This design comes from an exercise in tuning for a short achievable clock period and few clock cycles on the open sky130 flow, not from production work. Function was checked by simulation only, so behaviour that the tests miss may differ from the original. Some runs may be left out. An edit can pass the tests and still lose a function that they never use.

Figure 1. Wiring by layer (run 1).
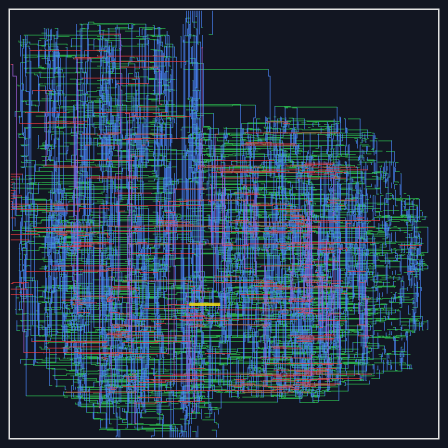
Figure 2. Sequential cells grouped by signal name (run 1).
Bar = 50 um. Other sequential cells in the stronger grey, the rest of the logic in the fainter grey.
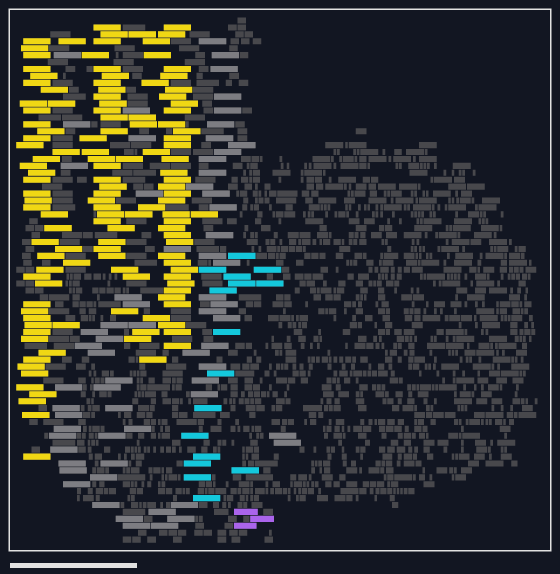
Figure 3. Signal wires on met2 (run 1).
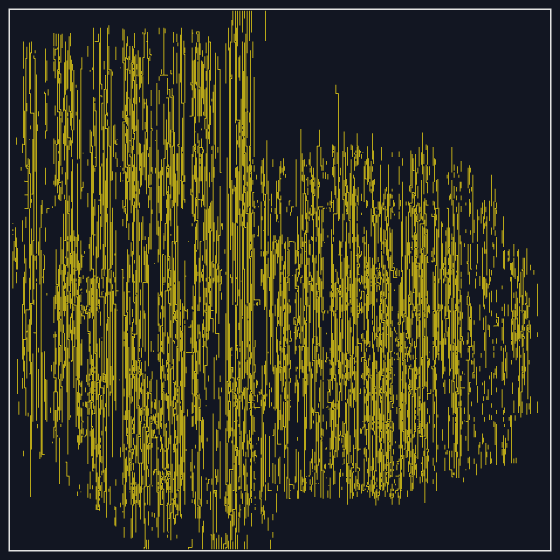
$ cat design.v
	parameter cmp = 5'b11000;
	parameter load_r = 5'b11001;
	parameter store_r = 5'b11010;
	parameter br = 5'b11011;
	parameter cmpi = 5'b11100;
	parameter load = 5'b11101;
	parameter store = 5'b11110;
	parameter load_i = 5'b11111;
	parameter b = 5'b10000;
	parameter beq = 5'b10001;
	parameter bne = 5'b10010;
	parameter bhe = 5'b10011;
	parameter bst = 5'b10100;
	parameter bleq = 5'b10101;
	parameter blne = 5'b10110;
	parameter bl = 5'b10111;
	parameter WORD_SIZE = 16, ALU_OP_SIZE = 3, REG_ADDR_SIZE = 3;
module mux2(out, select, in0, in1, in2, in3);
	parameter WORD_SIZE = 16;
	output reg [WORD_SIZE-1:0] out;
	input [WORD_SIZE-1:0] in0, in1, in2, in3;
	input [1:0] select;
	always@* begin
		case(select)
			2'b00: out = in0;
			2'b01: out = in1;
			2'b10: out = in2;
			2'b11: out = in3;
		endcase
	end
endmodule
module ALU(out, flags, op, in_a, in_b);
	parameter WORD_SIZE = 16, OP_SIZE = 3;
	output reg[WORD_SIZE-1:0] out;
	output[WORD_SIZE-1:0] flags;
	input[OP_SIZE-1:0] op;
	input[WORD_SIZE-1:0] in_a;
	input[WORD_SIZE-1:0] in_b;
	always@(op,in_a,in_b) begin
		case(op)
			1'b0: out = in_a + in_b;
			1'b1: out = in_a - in_b;
			2'b10: out = ~in_a;
			2'b11: out = in_a & in_b;
			3'b100: out = in_a | in_b;
			3'b101: out = in_a ^ in_b;
			3'b110: out = in_a * in_b;
			3'b111: out = in_a >> in_b;
		endcase
	end
	assign flags[WORD_SIZE-1:3] = 0;
	assign flags[0] = (in_a == in_b);
	assign flags[1] = (in_a >= in_b);
	assign flags[2] = (out == 0);
endmodule
module register_file(reg_buff1, reg_buff2, write, addr1, addr2, addr_in,
							data_in, clk, write_buff1, write_buff2);
	parameter WORD_SIZE = 16, REG_NUM = 8;
	output reg [WORD_SIZE-1:0] reg_buff1,reg_buff2;
	input write, clk, write_buff1, write_buff2;
	input [2:0] addr1, addr2, addr_in;
	input [WORD_SIZE-1:0] data_in;
	reg [WORD_SIZE-1:0] reg_file[REG_NUM-1:0];
	always@(posedge clk) begin
		if(write_buff1)
			reg_buff1 <= reg_file[addr1];
		if(write_buff2)
			reg_buff2 <= reg_file[addr2];
	end
	always@(posedge clk) begin
		if(write) reg_file[addr_in] <= data_in;
	end
endmodule
module ir_decode(instruction_reg, reg_addr2, reg_addr1, reg_addr_in,
					  imm1, imm2, imm3, alu_op, opcode);
	parameter cmp = 5'b11000;
	parameter load_r = 5'b11001;
	parameter store_r = 5'b11010;
	parameter br = 5'b11011;
	parameter cmpi = 5'b11100;
	parameter load = 5'b11101;
	parameter store = 5'b11110;
	parameter load_i = 5'b11111;
	parameter b = 5'b10000;
	parameter beq = 5'b10001;
	parameter bne = 5'b10010;
	parameter bhe = 5'b10011;
	parameter bst = 5'b10100;
	parameter bleq = 5'b10101;
	parameter blne = 5'b10110;
	parameter bl = 5'b10111;
	parameter WORD_SIZE = 16, ALU_OP_SIZE = 3, REG_ADDR_SIZE = 3;
	input [WORD_SIZE-1:0] instruction_reg;
	output [REG_ADDR_SIZE-1:0] reg_addr1, reg_addr_in;
	output reg [REG_ADDR_SIZE-1:0] reg_addr2;
	output [10:0] imm1;
	output [7:0] imm2;
	output [4:0] imm3;
	output [ALU_OP_SIZE-1:0] alu_op;
	output [4:0] opcode;
	wire [REG_ADDR_SIZE-1:0] rc, rb, ra;
	assign ra = instruction_reg[2:0];
	assign rb = instruction_reg[5:3];
	assign rc = instruction_reg[8:6];
	assign imm1 = instruction_reg[10:0];
	assign imm2 = instruction_reg[10:3];
	assign imm3 = instruction_reg[10:6];
	assign opcode = instruction_reg[15:11];
	assign alu_op = (opcode == load_r || opcode == store_r) ? 3'b000 : opcode[2:0];
	parameter lr = 3'b111;
	assign reg_addr1 = (opcode == br || opcode == store || opcode == cmp || opcode == cmpi) ? ra : rb;
	always@(*) begin
		if(opcode == store_r) reg_addr2 = ra;
		else if(opcode == cmp) reg_addr2 = rb;
		else reg_addr2 = rc;
	end
	assign reg_addr_in = (opcode == bl) ? lr : ra;
endmodule
module control_unit(clk, reset, ALU_in2_mux, mem_out_mux, PC_mux, memory_addr_mux, data_in_mux,
						  reg_buff1_write, reg_buff2_write, status_reg_write, ALU_out_write,
						  reg_write, PC_write, IR_write, memory_write, opcode, status_reg);
	parameter cmp = 5'b11000;
	parameter load_r = 5'b11001;
	parameter store_r = 5'b11010;
	parameter br = 5'b11011;
	parameter cmpi = 5'b11100;
	parameter load = 5'b11101;
	parameter store = 5'b11110;
	parameter load_i = 5'b11111;
	parameter b = 5'b10000;
	parameter beq = 5'b10001;
	parameter bne = 5'b10010;
	parameter bhe = 5'b10011;
	parameter bst = 5'b10100;
	parameter bleq = 5'b10101;
	parameter blne = 5'b10110;
	parameter bl = 5'b10111;
	parameter WORD_SIZE = 16, ALU_OP_SIZE = 3, REG_ADDR_SIZE = 3;
	input clk, reset;
	input [4:0] opcode;
	input [WORD_SIZE-1:0] status_reg;
	output reg mem_out_mux;
	output reg [1:0] ALU_in2_mux, PC_mux, memory_addr_mux, data_in_mux;
	output reg reg_buff1_write, reg_buff2_write, status_reg_write, ALU_out_write;
	output reg reg_write, PC_write, IR_write, memory_write;
	parameter fetch = 0, decode = 1, execute = 2, memory_access = 3, write_back = 4, reset_st = 5;
	reg [2:0] stage;
	always @(*) begin
		disable_write_signals;
		zero_muxes;
		case(stage)
			fetch: begin
				memory_addr_mux = 0;
				IR_write = 1;
				PC_mux = 0;
				PC_write = 1;
			end
			decode: begin
				reg_buff1_write = (alu_op(opcode) || inst_type(opcode) == 2 ||
										 opcode == store ||  opcode == store_r ||
										 opcode == load_r || cmp_op(opcode));
				reg_buff2_write = (inst_type(opcode) == 1 || opcode == cmp ||
										 opcode == store_r || opcode == cmp);
			end
			execute: begin
				if((inst_type(opcode) == 1 || opcode == cmp)) ALU_in2_mux = 0;
				else if(opcode == cmpi) ALU_in2_mux = 2;
				else ALU_in2_mux = 1;
				ALU_out_write = 1;
				if(opcode != load_r && opcode != store_r) status_reg_write = 1;
			end
			memory_access: begin
				if(opcode == load || opcode == load_r) begin
					if(opcode == load) memory_addr_mux = 2;
					else memory_addr_mux = 3;
					data_in_mux = 1;
					reg_write = 1;
				end
				if(opcode == store || opcode == store_r) begin
					if(opcode == store) memory_addr_mux = 2;
					else memory_addr_mux = 3;
					mem_out_mux = (opcode == store);
					memory_write = 1;
				end
			end
			write_back: begin
				if(write_reg_file(opcode)) begin
					if(opcode == load_i) data_in_mux = 2;
					else if(opcode == bl) data_in_mux = 3;
					else if(alu_op(opcode)) data_in_mux = 0;
					reg_write = 1;
				end
				if(inst_type(opcode) == 4 || opcode == br) begin
					if(opcode == br) PC_mux = 2;
					else PC_mux = 1;
					PC_write = 1;
				end
			end
			reset_st: begin
				PC_mux = 3;
				PC_write = 1;
			end
		endcase
	end
	always @(posedge clk or posedge reset) begin
		if(reset) begin
			stage <= reset_st;
		end else
		case(stage)
			fetch: stage <= decode;
			decode:
				if(opcode == load_i || opcode == br || (inst_type(opcode) == 4 &&	
						~cancel_branch(opcode, status_reg[1:0])))
					stage <= write_back;
				else if(cancel_branch(opcode, status_reg[1:0]))
					stage <= fetch;
				else if(opcode == load || opcode == store)
					stage <= memory_access;
				else
					stage <= execute;
			execute:
				if(cmp_op(opcode))
					stage <= fetch;
				else if(opcode == load_r || opcode == store_r)
					stage <= memory_access;
				else
					stage <= write_back;
			memory_access: stage <= fetch;
			write_back: stage <= fetch;
			reset_st: stage <= fetch;
		endcase
	end
	task disable_write_signals;
		{reg_buff1_write, reg_buff2_write, status_reg_write, ALU_out_write, 
			reg_write, PC_write, IR_write, memory_write} = 0;
	endtask
	task zero_muxes;
		{ALU_in2_mux, mem_out_mux, PC_mux, memory_addr_mux, data_in_mux} = 0;
	endtask
	function [2:0] inst_type;
		input [4:0] op;
		if(op[4:3] == 2'b00) inst_type = 1;
		else if(op[4:2] == 3'b110 || op[4:3] == 2'b01) inst_type = 2;
		else if(op[4:2] == 3'b111) inst_type = 3;
		else if(op[4:3] == 2'b10) inst_type = 4;
		else inst_type = 0;
	endfunction
	function alu_op;
		input [4:0] op;
		alu_op = ~op[4];
	endfunction
	function write_reg_file;
		input [4:0] op;
		write_reg_file = (op == load_i || op == bl || alu_op(op));
	endfunction
	function cancel_branch;
		input [4:0] op;
		input [1:0] cond;
		cancel_branch = (((op == beq) && ~cond[0]) || ((op == bne) && cond[0])
							||((op == bleq) && ~cond[0]) || ((op == blne) && cond[0])
							||((op == bhe) && ~cond[1]) || ((op == bst) && cond[1]));
	endfunction
	function cmp_op;
		input [4:0] op;
		cmp_op = (op == cmp || op == cmpi);
	endfunction
	function load_op;
		input [4:0] op;
		load_op = (op == load || op == load_r);
	endfunction
	function store_op;
		input [4:0] op;
		store_op = (op == store || op == store_r);
	endfunction
endmodule
module datapath(clk, ALU_in2_mux, mem_out_mux, PC_mux, memory_addr_mux, data_in_mux,
					 reg_buff1_write, reg_buff2_write, status_reg_write, ALU_out_write,
					 reg_write, PC_write, IR_write,
					 memory_in, memory_addr, memory_out,
					 opcode, status_reg);
	parameter WORD_SIZE = 16, ALU_OP_SIZE = 3, REG_ADDR_SIZE = 3;
	input clk;
	input mem_out_mux;
	input [1:0] ALU_in2_mux, PC_mux, memory_addr_mux, data_in_mux;
	input reg_buff1_write, reg_buff2_write, status_reg_write, ALU_out_write;
	input reg_write, PC_write, IR_write;
	input [WORD_SIZE-1:0] memory_in;
	output [WORD_SIZE-1:0] memory_addr, memory_out;
	output [4:0] opcode;
	output reg [WORD_SIZE-1:0] status_reg;
	reg [WORD_SIZE-1:0] ALU_out_buff, PC, inst_reg;
	wire [WORD_SIZE-1:0] ALU_out, ALU_flags, ALU_in2, PC_in_wire;
	wire [WORD_SIZE-1:0] reg_buff1, reg_buff2, data_in;
	wire [REG_ADDR_SIZE-1:0] reg_addr1, reg_addr2, reg_addr_in;
	wire [ALU_OP_SIZE-1:0] ALU_op;
	wire [10:0] imm1;
	wire [7:0] imm2;
	wire [4:0] imm3;
	mux2 reg_file_mux(data_in, data_in_mux, ALU_out_buff, memory_in, imm2, PC);
	register_file registers(reg_buff1, reg_buff2, reg_write, reg_addr1, reg_addr2,
									reg_addr_in, data_in, clk, reg_buff1_write, reg_buff2_write);
	ALU alu(ALU_out, ALU_flags, ALU_op, reg_buff1, ALU_in2);
	mux2 ALU_mux(ALU_in2, ALU_in2_mux, reg_buff2, imm3, imm2, 0);
	always@(posedge clk) if(ALU_out_write) ALU_out_buff <= ALU_out;
	always@(posedge clk) if(status_reg_write) status_reg <= ALU_flags;
	ir_decode ir_decode(inst_reg, reg_addr2, reg_addr1, reg_addr_in,
				 imm1, imm2, imm3, ALU_op, opcode);
	always@(posedge clk) if(IR_write) inst_reg <= memory_in;
	mux2 PC_mux2(PC_in_wire, PC_mux, PC+1, imm1, reg_buff1, 0);
	always@(posedge clk) if(PC_write) PC <= PC_in_wire;
	mux2 Memory_mux2(memory_addr, memory_addr_mux, PC, reg_buff1, imm2, ALU_out_buff);
	assign memory_out = (mem_out_mux) ? reg_buff1 : reg_buff2;
endmodule
module CPU(clk, reset, memory_in, memory_addr, memory_out, memory_write);
	parameter WORD_SIZE = 16, ALU_OP_SIZE = 3, REG_ADDR_SIZE = 3;
	input clk, reset;
	input [WORD_SIZE-1:0] memory_in;
	output [WORD_SIZE-1:0] memory_addr, memory_out;
	output memory_write;
	wire mem_out_mux;
	wire [1:0] ALU_in2_mux, PC_mux, memory_addr_mux, data_in_mux;
	wire reg_buff1_write, reg_buff2_write, status_reg_write, ALU_out_write;
	wire reg_write, PC_write, IR_write;
	wire [4:0] opcode;
	wire [WORD_SIZE-1:0] status_reg;
	control_unit control_unit(clk, reset, ALU_in2_mux, mem_out_mux, PC_mux, memory_addr_mux, data_in_mux,
					 reg_buff1_write, reg_buff2_write, status_reg_write, ALU_out_write,
					 reg_write, PC_write, IR_write, memory_write, opcode, status_reg);
	datapath datapath(clk, ALU_in2_mux, mem_out_mux, PC_mux, memory_addr_mux, data_in_mux,
				reg_buff1_write, reg_buff2_write, status_reg_write, ALU_out_write,
				reg_write, PC_write, IR_write,
				memory_in, memory_addr, memory_out,
				opcode, status_reg);
endmodule
$ cat config.mk
export PLATFORM = sky130hd
export DESIGN_NAME = CPU
export DESIGN_NICKNAME = CPU
export VERILOG_FILES = /design/flow/design.v
export SDC_FILE = /design/flow/constraint.sdc
export NUM_CORES = 4
export LEC_CHECK = 0
export CAP_MARGIN = 20
export CORE_MARGIN = 2
export CORE_UTILIZATION = 40
export SLEW_MARGIN = 20
$ cat run.sh
#!/bin/bash
# synth_recipe.tcl (not shown) runs the flow's synth.tcl, then flattens the netlist and writes it again
# the make line also repeats each setting of config.mk as NAME=value (left out here)
make -C /OpenROAD-flow-scripts/flow DESIGN_CONFIG=/design/flow/config.mk WORK_HOME=/design/flow/orfs CLKGATE_MAP_FILE= SYNTH_SCRIPT=/design/flow/synth_recipe.tcl finish
$ cat constraint.sdc
create_clock -name core_clock -period 10.0 [get_ports {clk}]
set_input_delay 2.0000 -clock core_clock [delete_from_list [all_inputs] [get_ports {clk}]]
set_output_delay 2.0000 -clock core_clock [all_outputs]
set_load 0.01 [all_outputs]
==> impl_metrics.json, run 1 <==
{
  "via_per_inst": 5.97,
  "ios": 51,
  "slowest_delay_ns": 0.74,
  "crit_chain": "nand4bb_1, o211ai_4, a221o_1, buf_4, nand2_1, fa_1, inv_1, fa_1, ha_1, fa_1, inv_1, fa_1, fa_1, inv_1, ha_1, o21ai_0, a21oi_1, o41ai_1, o21ai_0, xnor2_1, o211a_1, a221o_1, a22oi_1",
  "synth_cell_types": 80,
  "start_util_pct": 40.3,
  "yosys_warnings": 14,
  "synthToLayoutAreaGrowth_pct": 11.2,
  "cp_slowest_cell": "a221o_1",
  "status": "no timing/DRC/antenna violations",
  "required_ns": 10.33,
  "hold_class": "flop to flop",
  "overflow": 0,
  "drv_cap": 0,
  "grt_pass1_wl_um": 85200,
  "synthXorXnorAreaFrac_pct": 3.64,
  "synthArstFlopShare_pct": 1.41,
  "synth_adder_area_share_pct": 17.0,
  "first_global_vias": 13548,
  "antenna_found_initial": 2,
  "netlist_instances": 1618,
  "met3_usage_pct": 2.73,
  "max_slew.worst_pin.slew_ns": 0.977,
  "slew-limit-headroom_pct": 34.9,
  "place_area_mm2": 0.0186,
  "hold_viol_final": 0,
  "n_antenna_cell": 0,
  "cp-end-kind": "flop",
  "die_w_um": 212,
  "ant_nets": 0,
  "synth_compound_area_share_pct": 12.0,
  "cts-hold-fix-buffers": 0,
  "insertion_delay_ns": 0.51,
  "gr-max-usage-layer": "met2",
  "fin_skew_ns": 0.0216,
  "synth_top_cell_by_area": "edfxtp_1",
  "root_buffer": "clkbuf_16",
  "fp-row-count": 76,
  "syn_area_per_cell_um2": 10.7,
  "synth_area_leaders": "edfxtp_1, fa_1, mux4_2",
  "drtIter0Drc": 1567,
  "synth.top_cell.area_share_pct": 36.4,
  "dp_hpwl_um": 41100,
  "regMostFlops": "datapath.registers.reg_file",
  "met1_usage_pct": 32.9,
  "core_mm2": 0.0430,
  "crit_arrival_ns": 8.37,
  "synth_seq_area_share_pct": 36.8,
  "die_h_um": 212,
  "cts_tree": "built"
}
Testbench counts for the RTL of run 1, summed over its fixed seeds: cycles 878,023.
Back to the opening pictures, Figure 1:
Key: metal 3 = red [wire length 4440 um]; metal 2 = blue [wire length 27.5 mm]; metal 4 = purple [wire length 2550 um]; metal 5 = yellow [wire length 13.8 um]; metal 1 = green [wire length 22.1 mm]
GRT Util Overall: 25.6%
via count: 13355
wire per inst: 25.3 um
Final Routed Wirelength: 56600 um

Back to the opening pictures, Figure 2:
Key: datapath.registers.reg_file = yellow [sequential cells 128]; datapath.ALU_out_buff = cyan [sequential cells 16]; control_unit.stage = purple [sequential cells 3]
fraction of area in registers: 33.1%
end-of-flow core utilization: 44.9%
register area: 0.00638 mm^2

Back to the opening pictures, Figure 3:
The layer holds 49% of the routed length. The longest straight run is 109 um. 1548 nets have wire on it.
met2 Use GR: 44.2%

-- run 1: critical path: cells and delay by family (launching register included) --
| family | cells | cell delay (ns) |
|---|---|---|
| XOR/XNOR | 1 | 0.26 |
| adder cells (fa/ha/maj) | 7 | 2.97 |
| flip-flops | 1 | 0.69 |
| AO/OA/AOI/OAI | 9 | 2.88 |
| AND/OR/NAND/NOR | 2 | 0.57 |
| buffers and inverters | 4 | 0.47 |
-- run 1: layout make-up --
type	count	area, um^2
clock inverter	9	101
sequential	213	6380
timing repair buffer	95	838
tap	585	732
fill	4064	23700
clock buffer	26	544
multi-input combinational	1141	10000
inverter	169	644
-- run 1: cells by family after synthesis --
| kind of cell | after synthesis |
|---|---|
| AND/OR/NAND/NOR | 441 |
| AO/OA/AOI/OAI | 300 |
| adder cells (fa/ha/maj) | 187 |
| flip-flops | 213 |
| XOR/XNOR | 69 |
| multiplexers | 144 |
| buffers and inverters | 264 |
-- run 1: cells in the final DEF (no fill, tap or decap), types with 29 or more instances in the layout --
| cell | n |
|---|---|
| inv_1 | 159 |
| mux2_2 | 51 |
| clkdlybuf4s50_1 | 50 |
| fa_1 | 81 |
| buf_4 | 45 |
| ha_1 | 104 |
| a21oi_1 | 69 |
| o21ai_0 | 51 |
| nor3_1 | 32 |
| nand2_1 | 172 |
| mux4_2 | 64 |
| a22oi_1 | 29 |
| edfxtp_1 | 210 |
| xnor2_1 | 50 |
| nor2_1 | 133 |
-- run 1: worst paths after layout --
path	slack, ns	cells after the start	endpoint	from
max	1.96	23	datapath.ALU_out_buff[13]$_DFFE_PN_	datapath.inst_reg[11]$_DFFE_PN_
min	0.62	1	control_unit.stage[2]$_DFFE_PP1P_	control_unit.stage[2]$_DFFE_PP1P_
max reg2reg	1.96	23	datapath.ALU_out_buff[13]$_DFFE_PN_	datapath.inst_reg[11]$_DFFE_PN_
min reg2reg	0.62	1	control_unit.stage[2]$_DFFE_PP1P_	control_unit.stage[2]$_DFFE_PP1P_
max in group asynchronous	8.15	2	control_unit.stage[2]$_DFFE_PP1P_	reset
min in group asynchronous	1.64	2	control_unit.stage[1]$_DFFE_PP0P_	reset
-- run 1: routing by layer --
metal  share of wire (%)  wire (um)  vias up
met5               0.023         13        -
met4                 4.5       2550        2
met3                 7.8       4440      136
met2                  49      27500      702
met1                  39      22100     6644
li1                    -          -     5871
-- run 1: through the flow --
| step | hold WS, ns | std cells | setup slack (ns) |
|---|---|---|---|
| finish | 0.617 | 2238 | 1.96 |
| global route | 0.636 | 2238 | 1.46 |
| CTS | 0.615 | 2238 | 2.01 |
| detailed placement | 0.607 | 2203 | 2.05 |
| global placement | 0.599 | 2203 | 2.24 |
| floorplan | 0.561 | 1618 | 2.82 |
Figure 4. Cell outlines without signal wires (run 1).
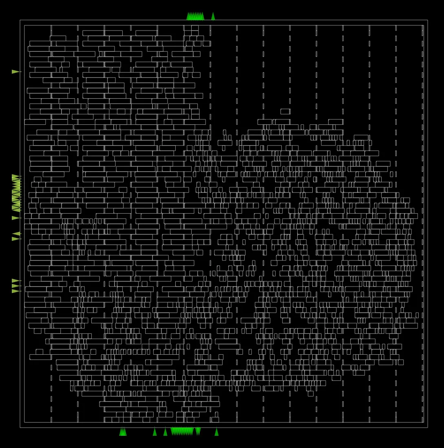

## Run 2: files that changed since run 1, shown whole
==> design.v <==
module mul_s1(a, b, rows);
	input [15:0] a, b;
	output [16*6-1:0] rows;
	wire [15:0] pp [0:15];
	genvar i;
	generate for (i = 0; i < 16; i = i + 1) begin : g_pp
		assign pp[i] = (a << i) & {16{b[i]}};
	end endgenerate
	wire [15:0] s10, c10, s11, c11, s12, c12, s13, c13, s14, c14;
	csa u10(pp[0], pp[1], pp[2], s10, c10);
	csa u11(pp[3], pp[4], pp[5], s11, c11);
	csa u12(pp[6], pp[7], pp[8], s12, c12);
	csa u13(pp[9], pp[10], pp[11], s13, c13);
	csa u14(pp[12], pp[13], pp[14], s14, c14);
	wire [15:0] s20, c20, s21, c21, s22, c22;
	csa u20(s10, c10, s11, s20, c20);
	csa u21(c11, s12, c12, s21, c21);
	csa u22(s13, c13, s14, s22, c22);
	wire [15:0] s30, c30, s31, c31;
	csa u30(s20, c20, s21, s30, c30);
	csa u31(c21, s22, c22, s31, c31);
	assign rows = {s30, c30, s31, c31, c14, pp[15]};
endmodule
module mul_s2(rows, p);
	input [16*6-1:0] rows;
	output [15:0] p;
	wire [15:0] r0 = rows[15:0], r1 = rows[31:16], r2 = rows[47:32],
		r3 = rows[63:48], r4 = rows[79:64], r5 = rows[95:80];
	wire [15:0] s40, c40, s41, c41, s50, c50, s60, c60;
	csa u40(r0, r1, r2, s40, c40);
	csa u41(r3, r4, r5, s41, c41);
	csa u50(s40, c40, s41, s50, c50);
	csa u60(s50, c50, c41, s60, c60);
	assign p = s60 + c60;
endmodule
module csa(x, y, z, s, c);
	input [15:0] x, y, z;
	output [15:0] s, c;
	assign s = x ^ y ^ z;
	assign c = {(x[14:0] & y[14:0]) | (x[14:0] & z[14:0]) | (y[14:0] & z[14:0]), 1'b0};
endmodule
module CPU(clk, reset, memory_in, memory_addr, memory_out, memory_write);
	input clk, reset;
	input [15:0] memory_in;
	output [15:0] memory_addr, memory_out;
	output memory_write;
	reg [15:0] addr_q, sd_q;
	reg we_q;
	reg bk_fetch;             
	assign memory_addr = addr_q;
	assign memory_out = sd_q;
	assign memory_write = we_q;
	reg [15:0] pf;            
	reg [15:0] ir, irpc;      
	reg irv;
	reg hz;                   
	reg [15:0] rf [0:7];
	reg f_eq, f_ge;
	reg w2v, w2mul;
	reg [2:0] w2a;
	reg [16*6-1:0] mrows;
	wire [4:0] op = ir[15:11];
	wire [2:0] ra = ir[2:0], rb = ir[5:3], rc = ir[8:6];
	wire [4:0] imm5 = ir[10:6];
	wire [7:0] imm8 = ir[10:3];
	wire [10:0] imm11 = ir[10:0];
	wire [2:0] fn = op[2:0];
	wire valid = irv & ~hz;
	wire is_alu   = ~op[4];
	wire is_alur  = op[4:3] == 2'b00;
	wire is_alui  = op[4:3] == 2'b01;
	wire is_cmp   = op == 5'b11000;
	wire is_ldr   = op == 5'b11001;
	wire is_str   = op == 5'b11010;
	wire is_br    = op == 5'b11011;
	wire is_cmpi  = op == 5'b11100;
	wire is_ld    = op == 5'b11101;
	wire is_st    = op == 5'b11110;
	wire is_ldi   = op == 5'b11111;
	wire is_bcc   = op[4:3] == 2'b10;
	wire is_bl    = op == 5'b10111;
	wire is_mul   = is_alu & (fn == 3'd6);
	wire rd_ra = is_cmp | is_cmpi | is_str | is_st | is_br;
	wire rd_rb = is_alu | is_cmp | is_ldr | is_str;
	wire rd_rc = is_alur;
	wire stall = w2v & ((rd_ra & (w2a == ra)) | (rd_rb & (w2a == rb)) | (rd_rc & (w2a == rc)));
	wire go = valid & ~stall;
	wire [15:0] xa = rf[ra], xb = rf[rb], xc = rf[rc];
	wire [15:0] opa = (is_cmp | is_cmpi) ? xa : xb;
	wire [15:0] opb = is_alur ? xc : is_cmp ? xb : is_cmpi ? {8'd0, imm8} : {11'd0, imm5};
	reg [15:0] alu;
	always @(*) begin
		case (fn)
			3'd0: alu = opa + opb;
			3'd1: alu = opa - opb;
			3'd2: alu = ~opa;
			3'd3: alu = opa & opb;
			3'd4: alu = opa | opb;
			3'd5: alu = opa ^ opb;
			3'd6: alu = 16'd0;
			default: alu = (|opb[15:4]) ? 16'd0 : (opa >> opb[3:0]);
		endcase
	end
	wire [16*6-1:0] mrows_d;
	mul_s1 u_mul1(opa, opb, mrows_d);
	wire [15:0] mprod;
	mul_s2 u_mul2(mrows, mprod);
	reg cond;
	always @(*) begin
		case (fn)
			3'd0: cond = 1'b1;
			3'd1: cond = f_eq;
			3'd2: cond = ~f_eq;
			3'd3: cond = f_ge;
			3'd4: cond = ~f_ge;
			3'd5: cond = f_eq;
			3'd6: cond = ~f_eq;
			default: cond = 1'b1;
		endcase
	end
	wire take = go & ((is_bcc & cond) | is_br);
	wire [15:0] target = is_br ? xa : {5'd0, imm11};
	wire is_mem = is_ldr | is_str | is_ld | is_st;
	wire mem_go = go & is_mem;
	wire [15:0] daddr = (is_ld | is_st) ? {8'd0, imm8} : (xb + {11'd0, imm5});
	wire st_go = go & (is_str | is_st);
	wire x_we = go & ((is_alu & ~is_mul) | is_ldi | is_bl);
	wire [2:0] x_wa = is_bl ? 3'd7 : ra;
	wire [15:0] x_wd = is_ldi ? {8'd0, imm8} : is_bl ? irpc + 16'd1 : alu;
	wire [15:0] w2d = w2mul ? mprod : memory_in;
	wire accept = bk_fetch & ~take & ~(valid & stall);
	wire [15:0] pf_next = hz ? irpc : take ? target : accept ? addr_q + 16'd1 : pf;
	integer i;
	always @(posedge clk) begin
		for (i = 0; i < 8; i = i + 1) begin
			if (x_we && x_wa == i) rf[i] <= x_wd;
			else if (w2v && w2a == i) rf[i] <= w2d;
		end
		if (go & (is_alu | is_cmp | is_cmpi)) begin
			f_eq <= opa == opb;
			f_ge <= opa >= opb;
		end
		if (accept) begin
			ir <= memory_in;
			irpc <= addr_q;
		end
		if (st_go) sd_q <= xa;
		w2a <= ra;
		w2mul <= is_mul;
		mrows <= mrows_d;
	end
	always @(posedge clk or posedge reset) begin
		if (reset) begin
			addr_q <= 16'd0;
			we_q <= 1'b0;
			bk_fetch <= 1'b1;
			pf <= 16'd0;
			irv <= 1'b0;
			hz <= 1'b0;
			w2v <= 1'b0;
		end else begin
			pf <= pf_next;
			irv <= accept | (valid & stall);
			hz <= st_go & bk_fetch & (daddr == addr_q);
			w2v <= go & ((is_mem & ~(is_str | is_st)) | is_mul);
			if (mem_go) begin
				addr_q <= daddr;
				we_q <= is_str | is_st;
				bk_fetch <= 1'b0;
			end else begin
				addr_q <= pf_next;
				we_q <= 1'b0;
				bk_fetch <= 1'b1;
			end
		end
	end
endmodule
==> config.mk <==
export PLATFORM = sky130hd
export DESIGN_NAME = CPU
export DESIGN_NICKNAME = CPU
export VERILOG_FILES = /design/flow/design.v
export SDC_FILE = /design/flow/constraint.sdc
export NUM_CORES = 4
export LEC_CHECK = 0
export ABC_CLOCK_PERIOD_IN_PS = 2500
export CAP_MARGIN = 20
export CORE_MARGIN = 2
export CORE_UTILIZATION = 40
export SETUP_SLACK_MARGIN = 5
export SLEW_MARGIN = 20
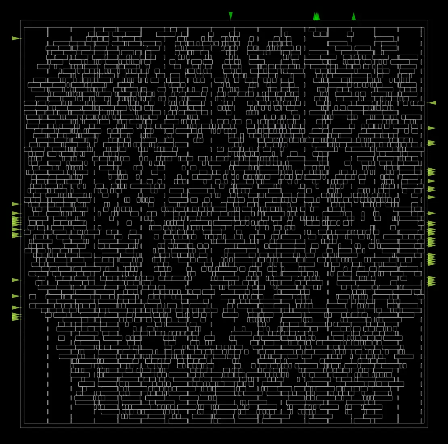
Figure 5: run 2, cell outlines without signal wires.
end-of-flow core utilization: 49.3%
Seq Cell Count: 265
core area: 0.0553 mm^2

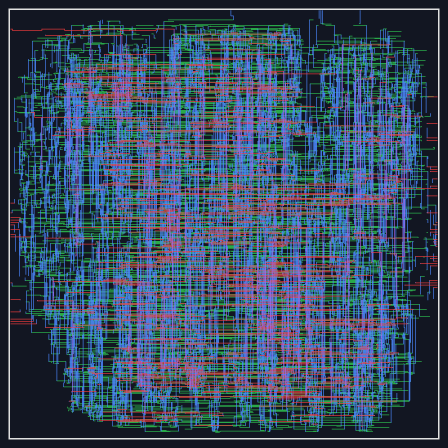
Figure 6: run 2, wiring by layer.
Key: metal 3 = red [wire length 13100 um]; metal 1 = green [wire length 44.8 mm]; metal 4 = purple [wire length 5870 um]; metal 2 = blue [wire length 45.5 mm]
GRT Util Overall: 37.3%
wire per inst: 32.6 um
via count: 22226
Final Routed Wirelength: 109000 um

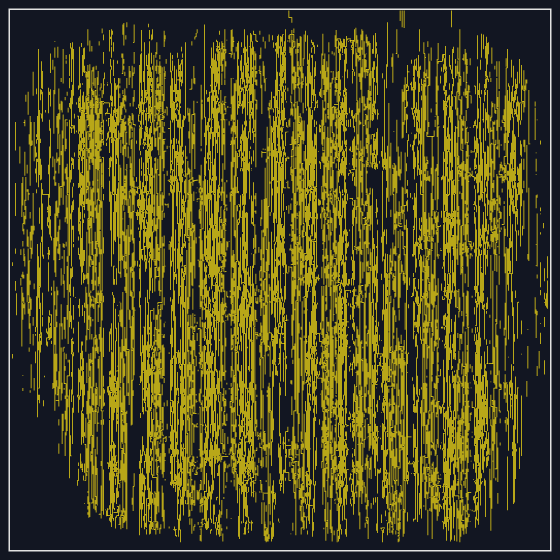
Figure 7: run 2, signal wires on met2.
The layer holds 42% of the routed length. The longest straight run is 117 um. The wires run mostly vertical. 2328 nets have wire on it. The layer carries 45.5 mm of wire.
met2 Use GR: 54.7%

==> run 2 against run 1 <==
Against the previous run:
- still clean on timing, DRC and antenna
- cell count up 50%
- sequential share of layout area down 6.5 points
- via count up 66%
- utilization up 4.5 points
- area after synthesis up 30%
==> impl_metrics.json, run 2 <==
{
  "slowest_delay_ns": 0.53,
  "rr_worst_depth": 18,
  "die_h_um": 241,
  "yosys_warnings": 3,
  "regMostFlops": "rf",
  "insertion_delay_ns": 0.58,
  "synthXorXnorAreaFrac_pct": 4.05,
  "cp-end-kind": "flop",
  "fin_skew_ns": 0.0492,
  "drtIter0Drc": 3403,
  "synthArstFlopShare_pct": 14.0,
  "place_area_mm2": 0.0239,
  "ios": 51,
  "synth_seq_area_share_pct": 32.4,
  "status": "no timing/DRC/antenna violations",
  "required_ns": 10.33,
  "synth_top_cell_by_area": "edfxtp_1",
  "syn_area_per_cell_um2": 9.10,
  "netlist_instances": 2469,
  "crit_path_end": "rf[3][14]$_DFFE_PP_",
  "dp_hpwl_um": 77000,
  "hold_class": "flop to flop",
  "r2r_start": "ir[8]$_DFFE_PP_",
  "die_w_um": 241,
  "synth_compound_area_share_pct": 20.9,
  "start_util_pct": 40.6,
  "ant_nets": 0,
  "reg2reg_slack_ns": 4.73,
  "first_global_vias": 21324,
  "grt_pass1_wl_um": 155000,
  "r2r-end": "rf[3][14]$_DFFE_PP_",
  "overflow": 0,
  "synth.top_cell.area_share_pct": 23.8,
  "drv_cap": 0,
  "via_per_inst": 6.63,
  "final_cell_mix": "nor2_1, nand2_1, edfxtp_1, a21oi_1, buf_4",
  "root_buffer": "clkbuf_16",
  "synthToLayoutAreaGrowth_pct": 21.4,
  "crit_arrival_ns": 5.60,
  "synth_area_leaders": "edfxtp_1, fa_1, ha_1",
  "layout_commonest_cell": "nor2_1",
  "synth_cell_types": 96,
  "crit_chain": "buf_12, mux2_2, o221a_2, o221ai_1, o21ai_0, a21o_2, inv_1, ha_1, o21ai_0, a21oi_1, a311oi_2, o21bai_1, a21oi_2, o311a_1, a221oi_2, a2111oi_4, buf_6, mux2_4",
  "synthMuxAreaShare_pct": 8.54,
  "slew-limit-headroom_pct": 24.6,
  "cts_tree": "built",
  "startpoint": "ir[8]$_DFFE_PP_",
  "cp_slowest_cell": "edfxtp_1"
}
Testbench counts for the RTL of run 2, summed over its fixed seeds: cycles 333,679.
==> run 2: critical path: cells and delay by family (launching register included) <==
kind	cells	cell delay, ns
DFF	1	0.53
buffers and inverters	3	0.72
adders and majority gates	1	0.35
AOI/OAI and AO/OA	12	2.76
muxes	2	0.62
==> run 2: cell type report <==
cell class,count,area (um^2)
tap,748,936
multi-input combinational,1895,14900
sequential,265,7270
clock buffer,44,910
timing repair inverter,2,12.5
timing repair buffer,224,2390
inverter,158,686
antenna,1,2.50
clock inverter,17,221
fill,5218,28000
==> run 2: worst min path at each step <==
| stage | slack [ns] | startpoint | cells after the start | to |
|---|---|---|---|---|
| 4_1_cts | 0.56 | pf[14]$_DFF_PP0_ | 2 | pf[14]$_DFF_PP0_ |
| 3_3_place_gp | 0.54 | bk_fetch$_DFF_PP1_ | 2 | irv$_DFF_PP0_ |
| 2_1_floorplan | 0.37 | ir[0]$_DFFE_PP_ | 0 | w2a[0]$_DFF_P_ |
| 6_report | 0.57 | pf[14]$_DFF_PP0_ | 2 | pf[14]$_DFF_PP0_ |
| 3_5_place_dp | 0.55 | bk_fetch$_DFF_PP1_ | 2 | irv$_DFF_PP0_ |
| 5_1_grt | 0.60 | bk_fetch$_DFF_PP1_ | 2 | irv$_DFF_PP0_ |
==> run 2: metrics by stage <==
step | utilization, % | hold WS, ns | std cells | worst slack, ns
floorplan | - | 0.365 | 2469 | 4.99
global placement | 43.2 | 0.535 | 3187 | 3.15
detailed placement | 43.2 | 0.546 | 3189 | 2.86
CTS | 48.4 | 0.564 | 3333 | 4.82
global route | 49.3 | 0.604 | 3353 | 4.68
finish | 49.3 | 0.565 | 3354 | 4.73
==> run 2: layer usage <==
metal | up-vias | GRT usage, % | share of wire, %
met1 | 10974 | 51.7 | 41
li1 | 9258 | - | -
met3 | 317 | 9.07 | 12
met5 | - | 0 | 0
met4 | 0 | 17.5 | 5.4
met2 | 1677 | 54.7 | 42
==> run 2: cell families (layout without fill, tap and decap cells) <==
logic type,after synthesis,in the layout
AOI/OAI and AO/OA,671,671
xor gates and xnor gates,104,104
adders and majority gates,182,182
buffers and inverters,310,445
DFF,265,265
muxes,171,171
other,0,1
and+or+nand+nor,766,767
==> run 2: what timing repair did <==
item / 4_1_cts / 5_1_grt
pin swaps: 34 / 35
hold buffers: 0 / 0
gates resized for setup: 193 / 66
endpoints found under the setup margin: 161 / 216
gates cloned: 13 / 1
setup buffers: 70 / 19

-- static timing again, ports no longer ideal --
In the flow no input, the clock included, has a driving cell. The finished layouts below were timed again as built, in two steps.
Step 1: set_driving_cell puts a clkbuf_16 on clk and a buf_2 on each other input, an assumption about the parent block.
Step 2, shift: input delay + t, output delay - t, t = (earliest + latest rising clock arrival at the registers) / 2. This alone moves slack from input paths to output paths.
Three values: ideal ports, drivers, drivers and shift; two values: the first two.
run | t (ns) | setup slack, ns | worst setup path after step 2 | latest minus earliest clock arrival (ns) | worst data-port slew with drivers (ns)
run 1 | 0.545 | 1.960 / 1.960 / 1.960 | register to register | 0.022 / 0.022 | 0.05
run 2 | 0.621 | 4.730 / 4.730 / 4.730 | register to register | 0.050 / 0.049 | 0.04
After both steps every run listed still meets setup and hold.
